Source: an optimization exercise on an open RTL-to-GDS flow (aim: small area, a short achievable clock period and few clock cycles). Production flows keep margins and buffers that such runs may drop. Function was checked by simulation only, so behaviour that the tests miss may differ from the original. Some runs may be left out. An edit can pass the tests and still lose a function that they never use.

Run 1, clock tree branches:
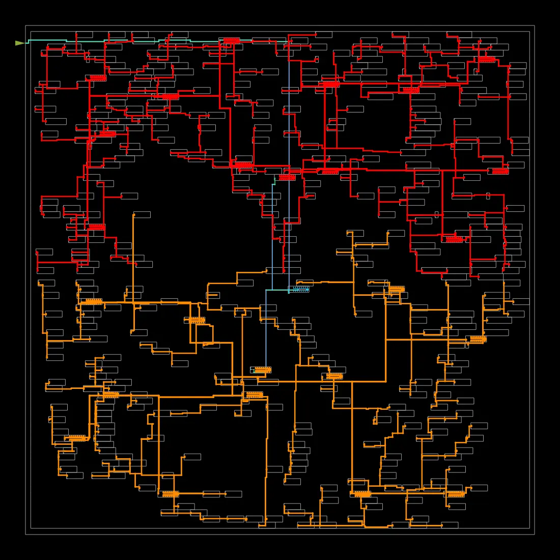
Run 1, close-up of the layout:
Window x 91 to 131, y 136 to 176 um. Cells in grey, sequential cells in the stronger grey; small squares are vias.
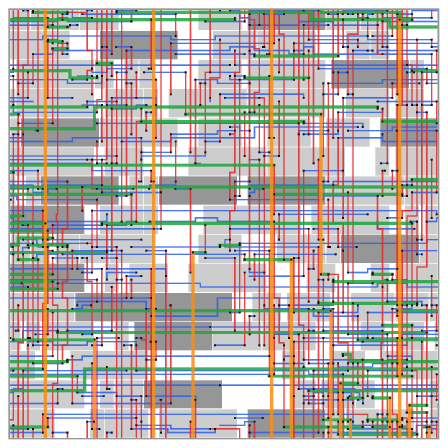
Run 1, gate families picked out:
The bar under the picture is 50 um long.
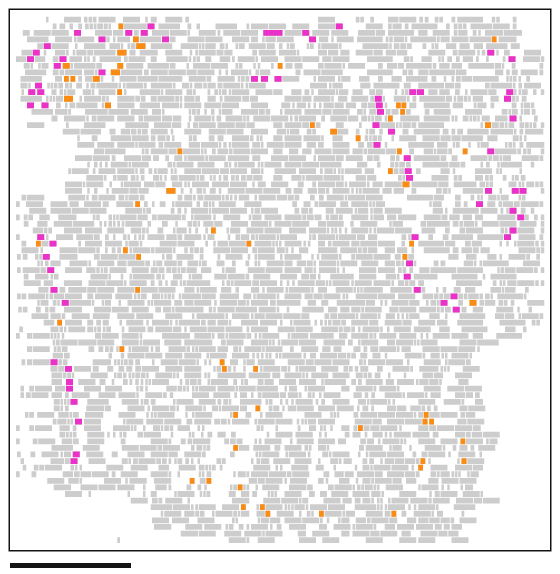
Run 1, M2 wires:
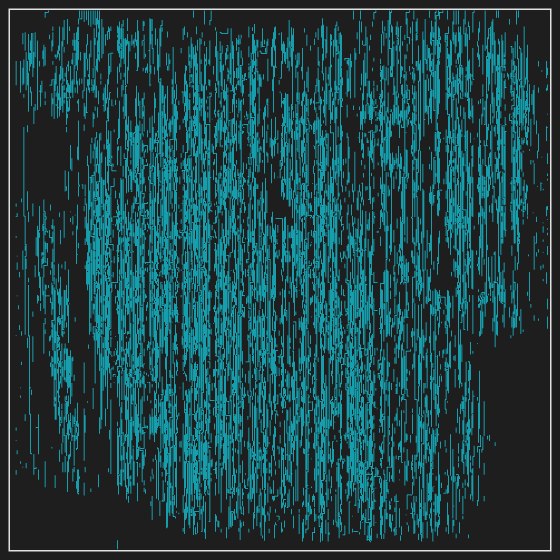
--- flow/design.v: outline only ---
// module CONV: 1329 lines
module CONV(
	input				clk,
	input				reset,
	output	reg			busy,
	input				ready,
	output	reg	[11:0]	iaddr,
	input		[19:0]	idata,
	output	reg  		cwr,
	output	reg [11:0]	caddr_wr,
	output	reg [19:0]	cdata_wr,
	output	reg 		crd,
	output	reg	[11:0]	caddr_rd,
	input		[19:0] 	cdata_rd,
	output		[2:0] 	csel
	);
  // ...
==> flow/flow/run.sh <==
#!/bin/bash
export SETUP_SLACK_MARGIN=6.7
export BUFFER_PORTS_ARGS="-buffer_cell sky130_fd_sc_hd__buf_2"
bash standard.sh > standard.log 2>&1
==> flow/standard.sh <==
#!/bin/bash
# synth_recipe.tcl (not shown) runs the flow's synth.tcl, then flattens the netlist and writes it again
# the make line also repeats each setting of config.mk as NAME=value (left out here)
make -C /OpenROAD-flow-scripts/flow DESIGN_CONFIG=/design/flow/config.mk WORK_HOME=/design/flow/orfs CLKGATE_MAP_FILE= SYNTH_SCRIPT=/design/flow/synth_recipe.tcl "${@:-finish}"
==> flow/config.mk <==
export PLATFORM = sky130hd
export DESIGN_NAME = CONV
export DESIGN_NICKNAME = CONV
export VERILOG_FILES = /design/flow/design.v
export SDC_FILE = /design/flow/constraint.sdc
export NUM_CORES = 4
export LEC_CHECK = 0
export ABC_CLOCK_PERIOD_IN_PS = 3000
export CAP_MARGIN = 20
export CORE_MARGIN = 2
export CORE_UTILIZATION = 60
export CTS_CLUSTER_DIAMETER = 100
export CTS_CLUSTER_SIZE = 20
export PLACE_DENSITY = 0.75
export SLEW_MARGIN = 20
==> flow/constraint.sdc <==
create_clock -name core_clock -period 10.0 [get_ports {clk}]
set_input_delay 2.0000 -clock core_clock [delete_from_list [all_inputs] [get_ports {clk}]]
set_output_delay 2.0000 -clock core_clock [all_outputs]
set_load 0.01 [all_outputs]
==> flow_summary.yaml, run 1 <==
synth:
  synth_cell_type_count: 78
  synth_top_family_by_area: "adder cells"
  muxShareOfSynthArea_pct: 6.80
  synthXorXnorAreaFrac_pct: 2.18
  async_flop_share_pct: 6.19
  syn_area_mm2: 0.0288
  synth_edf_count: 40
  yosysWarnings: 1
  synthAdderAreaFrac_pct: 31.3
  syn_inst: 2832
  synth_nets: 3383
  synthFlopType: "dfxtp_1"
  yosys_register_bits: 420
  syn_area_per_cell_um2: 10.2
  yosysSeqAreaShare_pct: 31.1
  synth-compound-area-share_pct: 11.1
  yosys.area_share.simple_pct: 9.48
critical_path:
  cp.arrival_ns: 3.86
  crit_type: "flop to flop"
  endpoint_kind: "flop"
  worst_r2r_path_depth: 7
  cp.required_ns: 10.49
  cp_max_fo: 10
  rrSetupSlack_ns: 6.63
  crit_path_start_kind: "flop"
final_layout:
  nets: 3442
  utilization_pct: 66.8
  numSequentialCells: 420
  syn_to_final_growth_pct: 10.4
  n_antenna_cell: 1
  seqCellArea_mm2: 0.00900
  multi_input_area_share_pct: 56.0
  biggestCellCategory: "multi-input gates"
  multi_input_comb_cells: 1801
  layout.non_clock_buffers: 184
  drive_gt1_share_pct: 15.4
  multi_input_area_mm2: 0.0178
  final_area_mm2: 0.0318
  fillers: 3608
  clockBufferCount: 40
  buf_share_pct: 5.26
  inv_count: 458
  sh_seq_area_pct: 28.4
  layout.cells.non_filler: 3523
  layout_commonest_cell: "inv_1"
  final_cell_mix: "inv_1 (453), fa_1 (346), dfxtp_1 (322)"
  clkCellAreaFrac_pct: 2.48
placed_design:
  dpl_cell_area_mm2: 0.0297
  dp_slack_ns: 5.74
  placed_cells: 3420
  gp_congestion: 0.980
  io_buffers: 102
  place_hpwl_mm: 58.2
clocking:
  numCtsBuffers: 26
  clk_pin_slew_ns: 0.09
  cts_resized: 86
  cts_max_path_buffers: 3
  postCtsSetupRepairBufs: 25
  cts_tree: "yes"
  holdBufCountCts: 0
  worst_skew_pair.late_latency_ns: 0.60
sta:
  rsz0062_at_grt: "yes"
  drv_slew: 0
  setup_viol: 0
  setup_slack_ns: 6.63
  tns_ns: 0
  skew_ns: 0.0313
  period_needed_ns: 3.37
  worst_pin_slew_ns: 1.04
  fmaxAchievable_mhz: 297
  relSlewSlack_pct: 30.5
  timing.hold.ws_ns: 0.327
  finalCritPeriodShare_pct: 33.7
  hold_viol: 0
floorplanning:
  die_area_mm2: 0.0497
  coreArea_mm2: 0.0475
  chipWidth_um: 223
  start_util_pct: 60.5
  rows: 80
  n_tap_cell: 615
  ios: 105
  die_h_um: 223
route:
  wl_met1_mm: 31.7
  route.detailed.drc: 0
  routed_wl_mm: 83.9
  drt_iter0_markers: 2670
  avgViaCountPerCell: 6.11
  via_count: 21500
  drtAntennaViolNets: 0
  met2_length_mm: 36.9
  top_layer: "met4"
  drt_pre_antenna_iters: 10
  wire_per_inst_um: 23.8
  wl_met3_mm: 10.8
global_routing:
  grt_max_degree: 83
  antenna_found_initial: 0
  track_usage_pct: 33.5
  grt_pass1_wl_mm: 127
  met2_usage_pct: 51.9
  grt_most_used_layer: "met2"
  grt_pass1_vias: 22500
  grt_use_met1_pct: 44.4
  grt_util_met3_pct: 9.00
  grt-ovfl-total: 0
job:
  max_cap_viol_count: 0
hold_path:
  holdPathStages: 0
  hold_path.class: "flop to flop"
run_status:
  run_status: "finished clean"
Testbench counts for the RTL of run 1, summed over its fixed seeds: cycles 146,808.
Back to the opening pictures, 'clock tree branches':
CTS Sinks: 420
Root Buffer: clkbuf_16
H-tree levels: 1

Back to the opening pictures, 'close-up of the layout':
- red: met2
- green: met3
- orange: met4
- blue: met1
- sequential cells in the window: 16
- cells with their middle in the window: 107
- most frequent: fa_1 (19), dfxtp_1 (16), inv_1 (14)

Back to the opening pictures, 'gate families picked out':
- magenta: XOR/XNOR gates (cells 70)
- orange: AND and OR gates (cells 63; where spread over the die)

Back to the opening pictures, 'M2 wires':
- main direction: vertical
- longest straight run: 67.3 um
- share of all routed wire: 44%
- nets with wire on the layer: 2988
- wire length on this layer: 36.9 mm

run 1: critical path: stages (launching register included):
cell and delay, ns:
dfxtp_1 0.77, nor2_1 0.24, a21oi_1 0.22, fa_1 0.49, fa_1 0.49, fa_1 0.56
inv_1 0.06, fa_1 0.44
run 1: synthesized netlist by cell type, types with 43 or more instances:
master | n | area, um2
xnor2_1 | 44 | 385
ha_1 | 155 | 1940
mux2i_1 | 84 | 841
o21ai_0 | 102 | 510
mux2_2 | 97 | 1090
clkbuf_1 | 123 | 462
dfxtp_1 | 354 | 7090
a21o_1 | 43 | 323
inv_1 | 456 | 1710
a21oi_1 | 107 | 536
nand2_1 | 184 | 691
nor2_1 | 142 | 533
fa_1 | 353 | 7070
nor2b_1 | 98 | 613
run 1: kinds of logic (layout without fill, tap and decap cells):
kind of cell	Yosys count	in the layout
xor+xnor	70	70
buf+inv	613	686
other cells	2	3
simple gates	568	569
compound gates	469	470
flops	420	420
mux	182	182
fa+ha+maj	508	508
## Run 2: what changed since run 1
--- a/flow/config.mk
+++ b/flow/config.mk
@@ -11,5 +11,4 @@
 export CORE_UTILIZATION = 60
-export CTS_CLUSTER_DIAMETER = 100
-export CTS_CLUSTER_SIZE = 20
-export PLACE_DENSITY = 0.75
+export CTS_CLUSTER_DIAMETER = 110
+export CTS_CLUSTER_SIZE = 25
 export SLEW_MARGIN = 20
Run 2, I/O nets highlighted:
The bar under the picture is 50 um long.
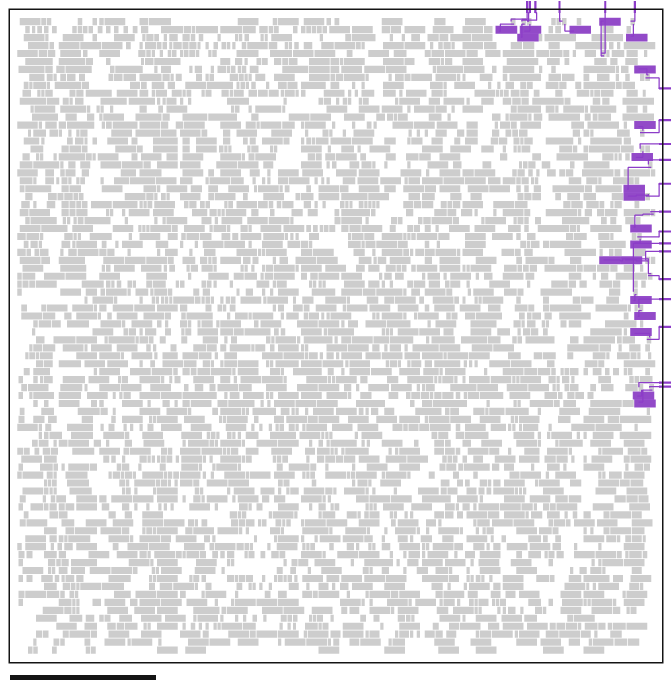
- purple: `cdata_rd` (bits 20; direction input; end cells 20; buffers 20; wire 317 um)

Run 2, close-up of the layout:
Window x 91 to 131, y 136 to 176 um. Cells in grey, sequential cells in the stronger grey; small squares are vias.
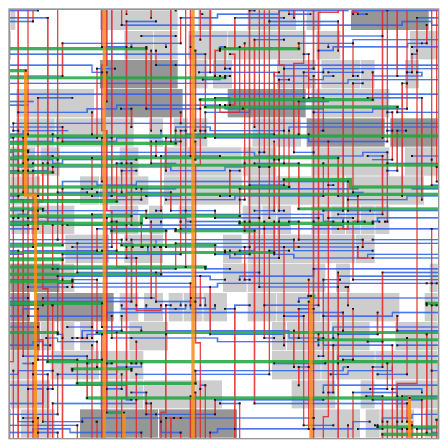
- orange: met4
- blue: met1
- green: met3
- red: met2
- sequential cells in the window: 10
- most frequent: fa_1 (14), nand2_1 (11)
- cells with their middle in the window: 102

==> flow_summary.yaml, run 2 <==
final_layout:
  drive_gt1_share_pct: 16.5
  final_cell_mix: "inv_1 (440), fa_1 (340), dfxtp_1 (319)"
  utilization_pct: 67.1
  n_antenna_cell: 0
  nets: 3460
  syn_to_final_growth_pct: 10.9
  layout_commonest_cell: "inv_1"
  fillers: 3843
clocking:
  clockRootBuffer: "clkbuf_16"
  worst_skew_pair.late_latency_ns: 0.58
  cts_resized: 96
  numClockSinks: 420
  holdBufCountCts: 0
  cts_tree: "yes"
  cts_max_path_buffers: 3
  postCtsSetupRepairBufs: 27
  clk_pin_slew_ns: 0.11
  numCtsBuffers: 20
  cts_max_level: 1
placed_design:
  place_hpwl_mm: 59.5
  io_buffers: 102
  gp_congestion: 0.945
synth:
  syn_area_per_cell_um2: 10.2
  synth_top_family_by_area: "adder cells"
  yosysWarnings: 1
  synth_most_common_cell: "inv_1"
  synth_top_cell_area_share_pct: 24.6
  syn_inst: 2832
  synthAdderAreaFrac_pct: 31.3
  post-synth-top-area-cell: "dfxtp_1"
  synthFlopType: "dfxtp_1"
  synthXorXnorAreaFrac_pct: 2.18
  async_flop_share_pct: 6.19
  yosys.area_share.simple_pct: 9.48
  synth_common_cells: "inv_1 (456), dfxtp_1 (354), fa_1 (353)"
  syn_area_mm2: 0.0288
  muxShareOfSynthArea_pct: 6.80
  synth_edf_count: 40
  synth_nets: 3383
  yosysSeqAreaShare_pct: 31.1
  synth_cell_type_count: 78
  synth.area.top_cells: "dfxtp_1 (25%), fa_1 (25%), ha_1 (6.7%)"
  yosys_register_bits: 420
  synth-compound-area-share_pct: 11.1
critical_path:
  endpoint_kind: "flop"
  path_buf_inv: 3
  rrSetupSlack_ns: 6.57
  crit_chain: "a222oi_1 > inv_1 > fa_1 > inv_1 > fa_2 > fa_1 > inv_1 > fa_1"
  cp.required_ns: 10.45
  cp.arrival_ns: 3.88
  cp_top_family: "adder cells"
  crit_path_start_kind: "flop"
  slowest_stage: "dfxtp_1"
  cp.depth: 8
  crit_type: "flop to flop"
  cpPeakStageDelay_ns: 0.88
  worst_r2r_path_depth: 8
  cp_max_fo: 12
floorplanning:
  die_h_um: 223
  rows: 80
  chipWidth_um: 223
  die_area_mm2: 0.0497
  coreArea_mm2: 0.0475
  ios: 105
  start_util_pct: 60.5
global_routing:
  grt-ovfl-total: 0
  antenna_found_initial: 1
  grt_pass1_vias: 21600
  grt_pass1_wl_mm: 127
  track_usage_pct: 33.9
  grt_max_degree: 76
route:
  wire_per_inst_um: 24.6
  drt_iter0_markers: 2327
  drt_pre_antenna_iters: 7
  route.detailed.drc: 0
  via_count: 21300
  avgViaCountPerCell: 6.03
  routed_wl_mm: 86.8
  drtAntennaViolNets: 0
sta:
  relSlewSlack_pct: 35.3
  rsz0062_at_grt: "yes"
  period_needed_ns: 3.43
  setup_viol: 0
  tns_ns: 0
  finalCritPeriodShare_pct: 34.3
  hold_viol: 0
  skew_ns: 0.0231
  fmaxAchievable_mhz: 292
  worst_pin_slew_ns: 0.970
  drv_slew: 0
hold_path:
  holdPathStages: 0
  hold_path.class: "flop to flop"
job:
  max_cap_viol_count: 0
run_status:
  run_status: "finished clean"
Run 2, gate families picked out:
The bar under the picture is 50 um long.
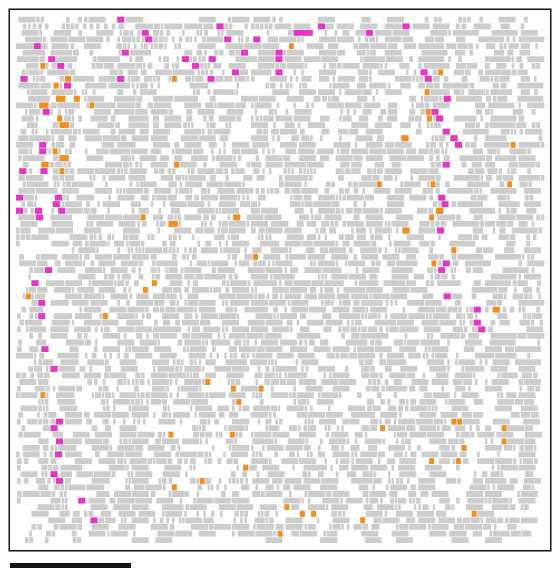
- magenta: XOR/XNOR gates (cells 70; where spread over the die)
- orange: AND and OR gates (cells 63; where spread over the die)

[run 2: cell type report]
class	instances	area [um2]	area share [%]
Inverter	458	1750	5.48
Multi-Input combinational cell	1801	17800	56.0
Tap cell	615	769	2.41
Clock buffer	31	573	1.80
Sequential cell	420	9010	28.2
Clock inverter	1	5.00	0.0157
Timing Repair Buffer	208	1950	6.10
[run 2: layer usage]
| layer | GRT usage [%] | part of all wire, % | vias to the layer above |
|---|---|---|---|
| met1 | 47.7 | 40 | 10400 |
| met5 | 0 | 0 | - |
| li1 | - | - | 9373 |
| met4 | 10.6 | 4.8 | 0 |
| met3 | 9.35 | 13 | 257 |
| met2 | 51.1 | 43 | 1243 |
[run 2: through the flow]
stage | hold slack (ns) | instances | setup slack (ns) | area (um2)
finish | 0.318 | 3534 | 6.57 | 31900
global route | 0.330 | 3534 | 6.55 | 31900
CTS | 0.324 | 3488 | 6.63 | 31000
detailed placement | 0.313 | 3420 | 5.60 | 29700
global placement | 0.311 | 3420 | 5.68 | 29700
floorplan | 0.310 | 2832 | 6.70 | 28800
## Run 3: what changed since run 2
--- a/flow/design.v
+++ b/flow/design.v
@@ -41,20 +41,5 @@
 end
-reg [19:0] p0;
-reg [2:0]  phq;        
-reg        vq, cendq, firstq, x0q, x62q, x63q, col0q, row0q, cinitq;
-always @(posedge clk) begin
-	p0     <= g ? 20'd0 : idata;
-	phq    <= {ph == 2'd2, ph == 2'd1, ph == 2'd0};
-	cendq  <= cend;
-	firstq <= (ph == 2'd0) | ((L[12:6] == 7'd0) & (ph == 2'd1));
-	x0q    <= (L[5:0] == 6'd0);
-	x62q   <= (L[5:0] == 6'd62);
-	x63q   <= (L[5:0] == 6'd63);
-	col0q  <= (L == 13'd0);
-	row0q  <= (L[12:6] == 7'd0);
-	cinitq <= (L[5:0] == 6'd0) & ((ph == 2'd0) | ((L[12:6] == 7'd0) & (ph == 2'd1)));
-end
 reg [19:0] p;
 reg [21:0] p3;
-reg        v1, cend1, first1, x62_1, x63_1, col0_1, row0_1, cinit1;
+reg        v1, cend1, first1, x62_1, col0_1, row0_1, cinit1;
 reg [2:0] sL0;
@@ -67,21 +52,18 @@
 reg actR1;
+wire [2:0]  phq = {ph == 2'd2, ph == 2'd1, ph == 2'd0};
+wire        x0q = (L[5:0] == 6'd0);
+wire [21:0] idata3 = {{2{idata[19]}}, idata} + {idata[19], idata, 1'b0};
 always @(posedge clk or posedge reset) begin
-	if (reset) begin
-		vq <= 1'b0;
-		v1 <= 1'b0;
-	end else begin
-		vq <= run;
-		v1 <= vq;
-	end
+	if (reset) v1 <= 1'b0;
+	else v1 <= run;
 end
 always @(posedge clk) begin
-	p      <= p0;
-	p3     <= {{2{p0[19]}}, p0} + {p0[19], p0, 1'b0};
-	cend1  <= cendq;
-	first1 <= firstq;
-	x62_1  <= x62q;
-	x63_1  <= x63q;
-	col0_1 <= col0q;
-	row0_1 <= row0q;
-	cinit1 <= cinitq;
+	p      <= g ? 20'd0 : idata;
+	p3     <= g ? 22'd0 : idata3;
+	cend1  <= cend;
+	first1 <= (ph == 2'd0) | ((L[12:6] == 7'd0) & (ph == 2'd1));
+	x62_1  <= (L[5:0] == 6'd62);
+	col0_1 <= (L == 13'd0);
+	row0_1 <= (L[12:6] == 7'd0);
+	cinit1 <= (L[5:0] == 6'd0) & ((ph == 2'd0) | ((L[12:6] == 7'd0) & (ph == 2'd1)));
 	sL0 <= phq;
@@ -1281,4 +1263,4 @@
 reg         pr1, pr2, pr3, q;
+reg  [11:0] oa;        
 reg  [19:0] M, Rr;
-wire [11:0] oprev = csel1 ? {caddr_wr[9:5], 1'b1, caddr_wr[4:0], 1'b1} : caddr_wr;
 wire [35:0] osum = RAs + RAc;
@@ -1314,8 +1296,7 @@
 	caddr_rd <= {caddr_wr[11:6] - 6'd1, caddr_wr[5:1], pr1};
-	if (!busy) begin
-		csel1 <= 1'b0;
-		caddr_wr <= 12'hfff;
-	end else if (e2) begin
+	if (!busy) oa <= 12'd0;
+	else if (e2) oa <= oa + 12'd1;
+	if (e2) begin
 		csel1 <= 1'b0;
-		caddr_wr <= oprev + 12'd1;
+		caddr_wr <= oa;
 		cdata_wr <= osum[35] ? 20'd0 : osum[35:16];
--- a/flow/config.mk
+++ b/flow/config.mk
@@ -11,4 +11,2 @@
 export CORE_UTILIZATION = 60
-export CTS_CLUSTER_DIAMETER = 110
-export CTS_CLUSTER_SIZE = 25
 export SLEW_MARGIN = 20
Run 3, close-up of the layout:
Window x 91 to 131, y 135 to 175 um. Cells in grey, sequential cells in the stronger grey; small squares are vias.
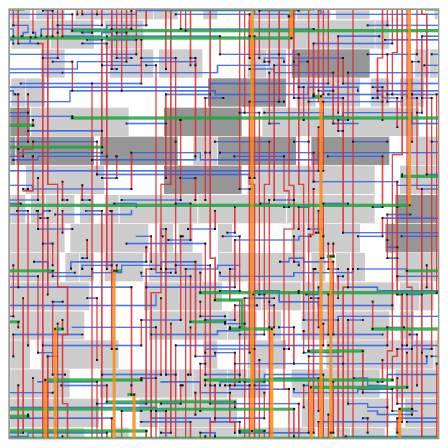
- blue: met1
- red: met2
- orange: met4
- green: met3
- cells with their middle in the window: 94
- sequential cells in the window: 10
- most frequent: inv_1 (19), fa_1 (17), dfxtp_1 (10)

Run 3, gate families picked out:
The bar under the picture is 50 um long.
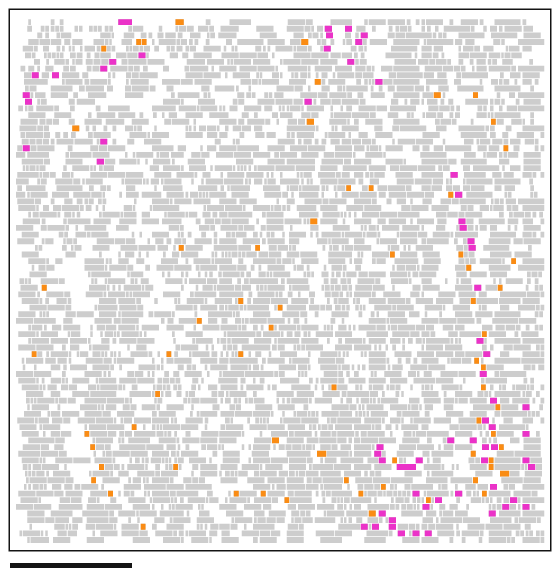
- magenta: XOR/XNOR gates (cells 64; where spread over the die)
- orange: AND and OR gates (cells 67; where spread over the die)

==> flow_summary.yaml, run 3 <==
run_status:
  run_status: "finished clean"
placed_design:
  io_buffers: 102
  dp_slack_ns: 5.55
  place_hpwl_mm: 61.0
  gp_congestion: 0.980
  placed_cells: 3369
final_layout:
  sh_seq_area_pct: 26.4
  layout.non_clock_buffers: 232
  numSequentialCells: 402
  clkCellAreaFrac_pct: 5.05
  n_antenna_cell: 0
  multi_input_area_share_pct: 54.2
  fillers: 3441
  drive_gt1_share_pct: 20.5
  syn_to_final_growth_pct: 17.1
  multi_input_area_mm2: 0.0179
  layout.cells.non_filler: 3553
  final_cell_mix: "inv_1 (430), fa_1 (328), dfxtp_1 (300)"
  multi_input_comb_cells: 1772
  nets: 3458
  buf_share_pct: 6.91
  inv_count: 452
  seqCellArea_mm2: 0.00874
  clockBufferCount: 62
  layout_commonest_cell: "inv_1"
  biggestCellCategory: "multi-input gates"
global_routing:
  antenna_found_initial: 0
  grt_util_met3_pct: 6.89
  track_usage_pct: 36.2
  grt_pass1_vias: 22600
  grt_pass1_wl_mm: 134
  grt-ovfl-total: 0
  grt_max_degree: 58
  grt_use_met1_pct: 44.8
route:
  drtAntennaViolNets: 0
  wire_per_inst_um: 24.8
  wl_met1_mm: 33.3
  via_count: 21300
  drt_iter0_markers: 1876
  route.detailed.drc: 0
  met2_length_mm: 40.7
  drt_pre_antenna_iters: 7
  wl_met3_mm: 7.40
  avgViaCountPerCell: 6.00
  routed_wl_mm: 88.2
  top_layer: "met4"
synth:
  synth.area.top_cells: "fa_1 (25%), dfxtp_1 (23%), ha_1 (6.9%)"
  synthFlopType: "dfxtp_1"
  syn_inst: 2770
  synth_cell_type_count: 72
  synth_common_cells: "inv_1 (449), fa_1 (353), dfxtp_1 (325)"
  yosysSeqAreaShare_pct: 30.7
  synth_nets: 3321
  yosys_register_bits: 402
  syn_area_per_cell_um2: 10.2
  post-synth-top-area-cell: "fa_1"
  synth_top_cell_area_share_pct: 25.0
  synth_edf_count: 52
  yosysWarnings: 1
  synth_most_common_cell: "inv_1"
critical_path:
  crit_type: "primary input to flop"
  cp.depth: 11
  cp.arrival_ns: 4.02
  cp_max_fo: 3
  path_buf_inv: 1
  crit_chain: "buf_8 > ha_4 > a21o_1 > a21o_1 > a2111oi_4 > o31ai_2 > o31a_1 > a31oi_4 > nand2b_1 > a211oi_1 > nor3_1"
  cp_top_family: "compound AO/OA/AOI/OAI gates"
  rrSetupSlack_ns: 6.61
  endpoint_kind: "flop"
  cp.required_ns: 10.45
  crit_path_start_kind: "primary input"
  worst_r2r_path_depth: 11
floorplanning:
  die_area_mm2: 0.0489
  chipWidth_um: 221
  ios: 105
  rows: 79
  start_util_pct: 60.8
  n_tap_cell: 607
  die_h_um: 221
  coreArea_mm2: 0.0466
sta:
  setup_slack_ns: 6.43
  drv_slew: 0
  hold_viol: 0
  period_needed_ns: 3.57
  rsz0062_at_grt: "yes"
  skew_ns: 0.0303
  fmaxAchievable_mhz: 280
  worst_pin_slew_ns: 1.15
  timing.hold.ws_ns: 0.386
  relSlewSlack_pct: 23.4
  finalCritPeriodShare_pct: 35.7
clocking:
  cts_max_level: 2
  numClockSinks: 402
  clockRootBuffer: "clkbuf_16"
  cts_max_path_buffers: 3
  clk_pin_slew_ns: 0.06
  cts_tree: "yes"
  worst_skew_pair.late_latency_ns: 0.63
  numCtsBuffers: 47
  holdBufCountCts: 0
hold_path:
  holdPathStages: 0
job:
  max_cap_viol_count: 0
Testbench counts for the RTL of run 3, summed over its fixed seeds: cycles 146,796.
Run 3, M2 wires:
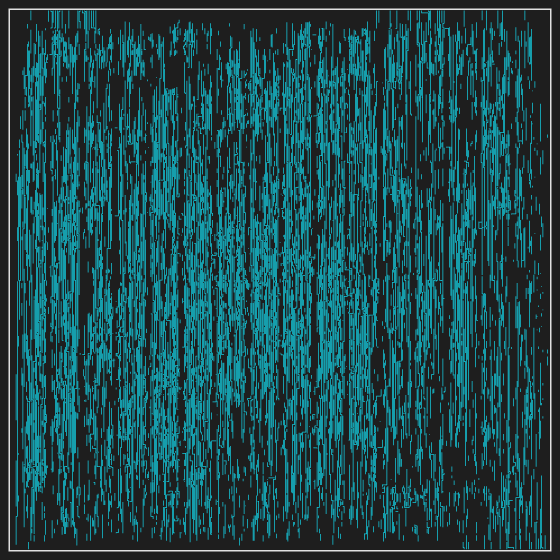
- nets with wire on the layer: 3021
- longest straight run: 101 um
- wire length on this layer: 40.7 mm
- main direction: vertical
- share of all routed wire: 46%

run 3: cell families after synthesis:
| kind of cell | after synthesis | synth area share, % |
|---|---|---|
| other | 2 | 0.0265 |
| adder cells (fa/ha/maj) | 508 | 31.8 |
| buffers and inverters | 597 | 7.98 |
| AO/OA/AOI/OAI | 448 | 10.8 |
| XOR/XNOR | 64 | 2.03 |
| flip-flops | 402 | 30.7 |
| AND/OR/NAND/NOR | 572 | 9.95 |
| multiplexers | 177 | 6.71 |
run 3: repair_timing:
| action | CTS | global route |
|---|---|---|
| pin swaps | 33 | 52 |
| gates resized for setup | 148 | 99 |
| gates cloned | 16 | 6 |
| buffers inserted | 50 | 23 |
| setup endpoints to repair | 203 | 85 |
run 3: metrics by stage:
stage	instance area, um2	util [%]
floorplan	28400	-
global placement	29400	63.1
global route	33100	71.2
finish	33100	71.2
CTS	32500	69.8
detailed placement	29400	63.1
## Run 4: what changed since run 3
--- a/flow/config.mk
+++ b/flow/config.mk
@@ -11,2 +11,4 @@
 export CORE_UTILIZATION = 60
+export CTS_CLUSTER_DIAMETER = 100
+export CTS_CLUSTER_SIZE = 20
 export SLEW_MARGIN = 20
Run 4, clock tree branches:
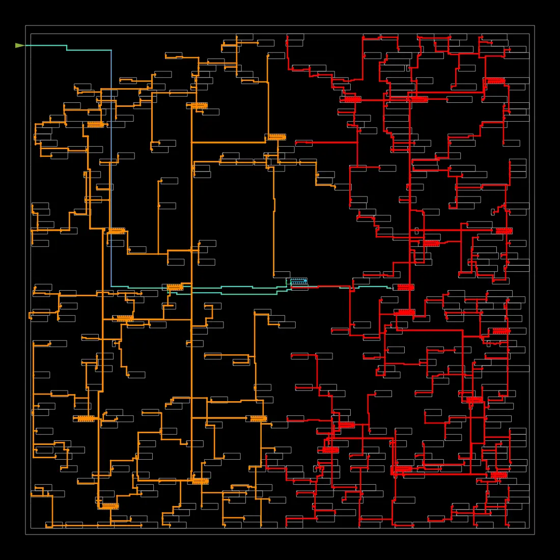
number of CTS-inserted buffers: 24
CTS Sinks: 402
Seq Cell Count: 402

Run 4, M2 wires:
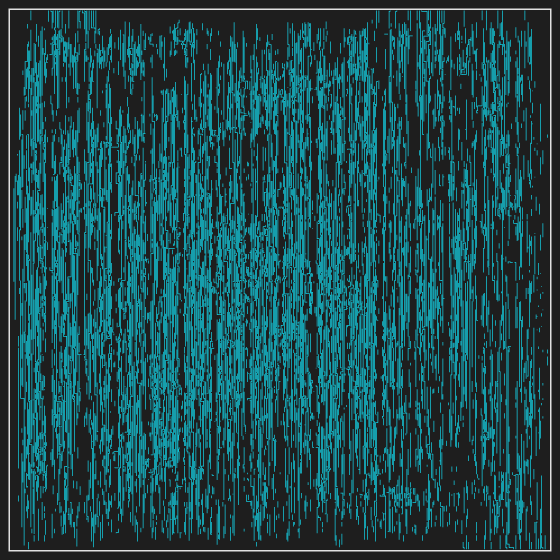
- wire length on this layer: 41.3 mm
- main direction: vertical

==> flow_summary.yaml, run 4 <==
run_status:
  run_status: "finished clean"
clocking:
  cts_resized: 134
  cts_max_path_buffers: 3
  clk_pin_slew_ns: 0.09
  cts_max_level: 1
  postCtsSetupRepairBufs: 52
  cts_tree: "yes"
  clockRootBuffer: "clkbuf_16"
  worst_skew_pair.late_latency_ns: 0.60
  holdBufCountCts: 0
sta:
  setup_viol: 0
  finalCritPeriodShare_pct: 35.9
  drv_slew: 0
  tns_ns: 0
  setup_slack_ns: 6.41
  worst_pin_slew_ns: 1.12
  relSlewSlack_pct: 25.2
  fmaxAchievable_mhz: 279
  period_needed_ns: 3.59
  skew_ns: 0.0284
  hold_viol: 0
  rsz0062_at_grt: "yes"
synth:
  syn_inst: 2770
  synth_common_cells: "inv_1 (449), fa_1 (353), dfxtp_1 (325)"
  synth_top_cell_area_share_pct: 25.0
  post-synth-top-area-cell: "fa_1"
  yosysWarnings: 1
  synth_most_common_cell: "inv_1"
  syn_area_per_cell_um2: 10.2
  async_flop_share_pct: 6.22
  yosys_register_bits: 402
  synth_cell_type_count: 72
  yosysSeqAreaShare_pct: 30.7
  synth_nets: 3321
  synth.area.top_cells: "fa_1 (25%), dfxtp_1 (23%), ha_1 (6.9%)"
  synthFlopType: "dfxtp_1"
  synth_edf_count: 52
  syn_area_mm2: 0.0283
global_routing:
  grt-ovfl-total: 0
  grt_most_used_layer: "met2"
  grt_max_degree: 58
  track_usage_pct: 35.6
  antenna_found_initial: 2
  grt_use_met1_pct: 44.3
  grt_util_met3_pct: 7.04
  grt_pass1_vias: 22300
  grt_pass1_wl_mm: 132
  met2_usage_pct: 58.2
final_layout:
  n_antenna_cell: 0
  layout.cells.non_filler: 3529
  syn_to_final_growth_pct: 13.9
  final_cell_mix: "inv_1 (428), fa_1 (328), dfxtp_1 (300)"
  final_area_mm2: 0.0323
  drive_gt1_share_pct: 19.5
  layout_commonest_cell: "inv_1"
  fillers: 3578
  nets: 3460
placed_design:
  place_hpwl_mm: 61.0
  gp_congestion: 0.980
  dpl_cell_area_mm2: 0.0294
  io_buffers: 102
  placed_cells: 3369
  dp_slack_ns: 5.55
critical_path:
  slowest_stage: "a2111oi_4"
  cp.required_ns: 10.43
  crit_chain: "buf_8 > ha_4 > a21o_1 > a21o_1 > a2111oi_4 > o31ai_2 > o31a_1 > a31oi_4 > nand2b_1 > a211oi_1 > nor3_1"
  rrSetupSlack_ns: 6.61
  cp.depth: 11
  crit_path_start_kind: "primary input"
  cp.arrival_ns: 4.02
  crit_type: "primary input to flop"
  endpoint_kind: "flop"
  path_buf_inv: 1
  cpPeakStageDelay_ns: 0.36
  cp_max_fo: 3
  cp_common_cell: "a21o_1"
  worst_r2r_path_depth: 7
  cp_top_family: "compound AO/OA/AOI/OAI gates"
route:
  wl_met1_mm: 33.0
  wire_per_inst_um: 25.2
  via_count: 21300
  route.detailed.drc: 0
  routed_wl_mm: 88.8
  drt_pre_antenna_iters: 6
  drtAntennaViolNets: 0
  drt_iter0_markers: 1893
  wl_met3_mm: 8.06
  met2_length_mm: 41.3
  avgViaCountPerCell: 6.03
  top_layer: "met5"
hold_path:
  holdPathStages: 0
  hold_path.class: "flop to flop"
floorplanning:
  die_h_um: 221
  start_util_pct: 60.8
  die_area_mm2: 0.0489
  ios: 105
  coreArea_mm2: 0.0466
  chipWidth_um: 221
  rows: 79
job:
  max_cap_viol_count: 0
Run 4, gate families picked out:
The bar under the picture is 50 um long.
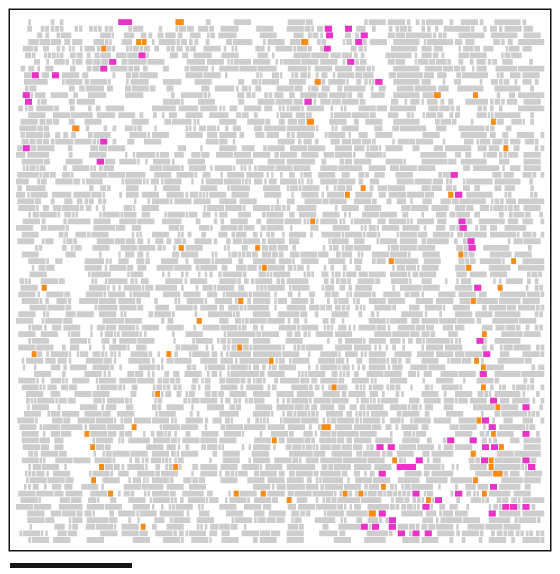
- orange: AND and OR gates (cells 67; where spread over the die)
- magenta: XOR/XNOR gates (cells 64; where spread over the die)

run 4: logic make-up after synthesis:
kind of cell             after synthesis  synth area share, %
AND/OR/NAND/NOR                      572                 9.95
flip-flops                           402                 30.7
XOR/XNOR                              64                 2.03
adder cells (fa/ha/maj)              508                 31.8
multiplexers                         177                 6.71
AO/OA/AOI/OAI                        448                 10.8
other                                  2               0.0265
buffers and inverters                597                 7.98
run 4: layout make-up:
class | instances | area, um2 | share of cell area, %
sequential | 402 | 8740 | 27.1
inverter | 452 | 1730 | 5.35
clock inverter | 4 | 38.8 | 0.120
timing repair buffer | 257 | 2420 | 7.51
tap | 607 | 759 | 2.35
clock buffer | 35 | 642 | 1.99
multi-input combinational | 1772 | 17900 | 55.6
run 4: per-stage QoR:
stage / hold WS (ns) / util (%)
after floorplan: 0.355 / -
after global placement: 0.365 / 63.1
after detailed placement: 0.370 / 63.1
after CTS: 0.387 / 67.4
after global routing: 0.401 / 69.3
final: 0.387 / 69.3
## Run 5: large edit since run 4, in outline
flow/design.v: 1311 -> 1414 lines; modules unchanged: 0
  CONV: edited, 1310 -> 1413 lines
==> flow/run.sh (new file) <==
#!/bin/bash
# synth_recipe.tcl (not shown) runs the flow's synth.tcl, then flattens the netlist and writes it again
# the make line also repeats each setting of config.mk as NAME=value (left out here)
make -C /OpenROAD-flow-scripts/flow DESIGN_CONFIG=/design/flow/config.mk WORK_HOME=/design/flow/orfs CLKGATE_MAP_FILE= SYNTH_SCRIPT=/design/flow/synth_recipe.tcl finish
==> flow/config.mk (replaced) <==
export PLATFORM = sky130hd
export DESIGN_NAME = CONV
export DESIGN_NICKNAME = CONV
export VERILOG_FILES = /design/flow/design.v
export SDC_FILE = /design/flow/constraint.sdc
export NUM_CORES = 4
export LEC_CHECK = 0
export CAP_MARGIN = 20
export CORE_MARGIN = 2
export CORE_UTILIZATION = 40
export SLEW_MARGIN = 20
removed: flow/flow/run.sh
removed: flow/standard.sh
Run 5, close-up of the layout:
Window x 120 to 160, y 176 to 216 um. Cells in grey, sequential cells in the stronger grey; small squares are vias.
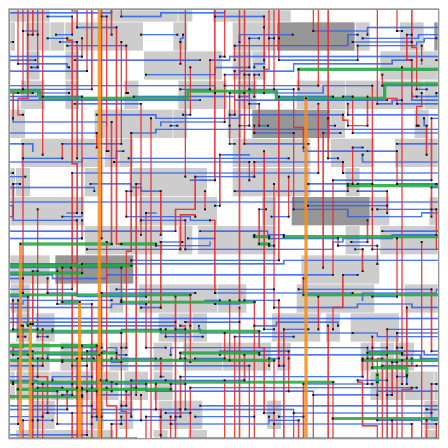
- green: met3
- blue: met1
- orange: met4
- red: met2
- cells with their middle in the window: 93
- sequential cells in the window: 4
- most frequent: inv_1 (19), fa_1 (18), nand2_1 (9)

Run 5, M2 wires:
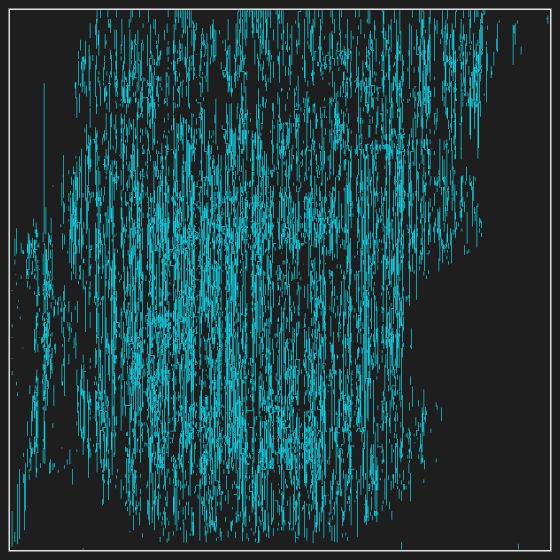
- wire length on this layer: 40.0 mm
- nets with wire on the layer: 3256
- share of all routed wire: 42%
- longest straight run: 142 um

==> flow_summary.yaml, run 5 <==
clocking:
  postCtsSetupRepairBufs: 0
  cts_max_path_buffers: 3
  clockRootBuffer: "clkbuf_16"
  worst_skew_pair.late_latency_ns: 0.61
  numCtsBuffers: 45
  cts_resized: 0
  cts_max_level: 2
  holdBufCountCts: 0
  numClockSinks: 374
  clk_pin_slew_ns: 0.07
  cts_tree: "yes"
placed_design:
  placed_cells: 4199
  dp_slack_ns: 4.77
  gp_congestion: 0.973
  place_hpwl_mm: 74.7
  io_buffers: 102
  dpl_cell_area_mm2: 0.0324
sta:
  relSlewSlack_pct: 19.0
  worst_pin_slew_ns: 1.20
  period_needed_ns: 5.28
  skew_ns: 0.0239
  setup_slack_ns: 4.72
  finalCritPeriodShare_pct: 52.8
  drv_slew: 0
  hold_viol: 0
  tns_ns: 0
  setup_viol: 0
  timing.hold.ws_ns: 0.382
  fmaxAchievable_mhz: 189
  rsz0062_at_grt: "no"
critical_path:
  crit_path_start_kind: "flop"
  cp.required_ns: 10.48
  endpoint_kind: "flop"
  cp_common_cell: "fa_1"
  crit_chain: "inv_2 > nand2_2 > buf_4 > inv_1 > buf_4 > a21boi_0 > nor2_1 > fa_1 > inv_1 > fa_1 > fa_1 > inv_1 > fa_1 > mux2_2"
  cp.depth: 14
  cp.arrival_ns: 5.75
  worst_r2r_path_depth: 14
  cpPeakStageDelay_ns: 0.80
  slowest_stage: "dfxtp_4"
  cp_top_family: "adder cells"
  cp_max_fo: 74
  path_buf_inv: 6
  rrSetupSlack_ns: 4.72
  crit_type: "flop to flop"
floorplanning:
  die_h_um: 281
  chipWidth_um: 281
  coreArea_mm2: 0.0758
  die_area_mm2: 0.0787
  ios: 105
  rows: 101
  start_util_pct: 40.4
synth:
  synthFlopType: "dfxtp_1"
  synth-compound-area-share_pct: 10.8
  syn_area_mm2: 0.0306
  syn_area_per_cell_um2: 9.35
  yosysSeqAreaShare_pct: 26.6
  synth_cell_type_count: 73
  synth_nets: 3893
  synth_top_cell_area_share_pct: 24.3
  synthXorXnorAreaFrac_pct: 1.77
  synth_edf_count: 52
  post-synth-top-area-cell: "fa_1"
  muxShareOfSynthArea_pct: 7.28
  synth_common_cells: "inv_1 (536), fa_1 (371), dfxtp_1 (297)"
  async_flop_share_pct: 6.68
  yosys.area_share.simple_pct: 12.0
  synth_most_common_cell: "inv_1"
  synth.area.top_cells: "fa_1 (24%), dfxtp_1 (19%), ha_1 (8.5%)"
  syn_inst: 3272
  synth_top_family_by_area: "adder cells"
  yosysWarnings: 1
  yosys_register_bits: 374
  synthAdderAreaFrac_pct: 32.7
hold_path:
  hold_path.class: "flop to flop"
  holdPathStages: 1
final_layout:
  layout_commonest_cell: "inv_1"
  nets: 3889
  drive_gt1_share_pct: 7.81
  final_area_mm2: 0.0339
  final_cell_mix: "inv_1 (535), fa_1 (371), dfxtp_1 (291)"
  syn_to_final_growth_pct: 10.7
  n_antenna_cell: 0
  fillers: 7402
  layout.cells.non_filler: 4281
  utilization_pct: 44.7
route:
  routed_wl_mm: 94.4
  drt_iter0_markers: 2390
  route.detailed.drc: 0
  avgViaCountPerCell: 5.39
  wire_per_inst_um: 22.0
  drtAntennaViolNets: 0
  drt_pre_antenna_iters: 9
  via_count: 23100
global_routing:
  track_usage_pct: 24.3
  grt_pass1_vias: 23300
  grt-ovfl-total: 0
  antenna_found_initial: 1
  grt_pass1_wl_mm: 145
  grt_max_degree: 82
run_status:
  run_status: "finished clean"
job:
  max_cap_viol_count: 0
Testbench counts for the RTL of run 5, summed over its fixed seeds: cycles 146,784.
Run 5, I/O nets highlighted:
The bar under the picture is 100 um long.
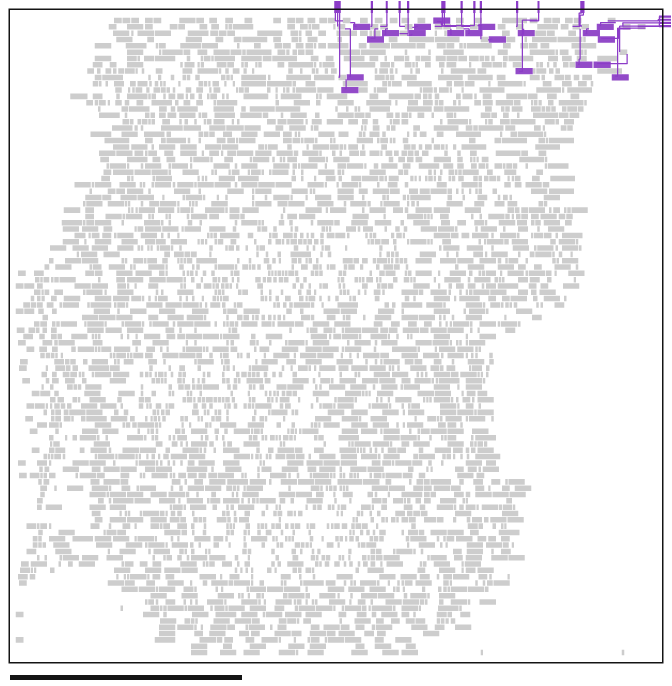
- purple: `cdata_rd` (bits 20; direction input; end cells 20; buffers 20; wire 457 um)

==> run 5: per-layer routing <==
layer  part of all wire (%)  track usage (%)  vias to the layer above
met5                  0.012                0                        -
met4                    3.4             8.02                        2
met3                    8.7             4.17                      172
met2                     42             35.6                     1065
met1                     46             36.2                    11300
li1                       -                -                    10500
==> run 5: cell families (layout without fill, tap and decap cells) <==
family / Yosys count / in the layout
and+or+nand+nor: 808 / 808
buffers and inverters: 711 / 742
adders and majority gates: 578 / 578
AOI/OAI and AO/OA: 532 / 532
DFF: 374 / 374
muxes: 205 / 205
xor gates and xnor gates: 62 / 62
other: 2 / 2
==> run 5: layout make-up <==
| type | count | area, um2 | area share (%) |
|---|---|---|---|
| Sequential cell | 374 | 8150 | 24.1 |
| Clock inverter | 24 | 288 | 0.849 |
| Tap cell | 978 | 1220 | 3.61 |
| Inverter | 540 | 2030 | 5.98 |
| Clock buffer | 58 | 1230 | 3.64 |
| Multi-Input combinational cell | 2187 | 19800 | 58.4 |
| Timing Repair Buffer | 120 | 1160 | 3.41 |

==> static timing again, ports no longer ideal <==
Ports are ideal in the flow. The routed layouts listed here were re-timed in OpenROAD.
Step 1 assumes that a clkbuf_16 drives the clock port and a buf_2 every other input.
Step 2 moves the port delays by t, midway between the first and last clock arrival at a register: inputs arrive t later, outputs are due t later. That takes back most of the time a late clock gives input paths.
Three values: no drivers, after step 1, after step 2; two values: the first two.
| run | t (ns) | slack for setup (ns) | hold WS [ns] | pins driven straight from the clock port |
|---|---|---|---|---|
| run 1 | 0.651 | 6.629 / 6.629 / 6.629 | 0.327 / 0.327 / 0.327 | 1 |
| run 2 | 0.629 | 6.573 / 6.573 / 6.573 | 0.318 / 0.318 / 0.318 | 1 |
| run 3 | 0.674 | 6.427 / 6.448 / 5.773 | 0.386 / 0.386 / 0.386 | 1 |
| run 4 | 0.647 | 6.410 / 6.427 / 5.780 | 0.387 / 0.387 / 0.387 | 1 |
| run 5 | 0.655 | 4.721 / 4.721 / 4.721 | 0.382 / 0.382 / 0.382 | 1 |
After both steps setup and hold are still met in every run listed. The setup slack of run 3, which loses most, moves by +0.021 ns with the drivers and by -0.654 ns with both steps.
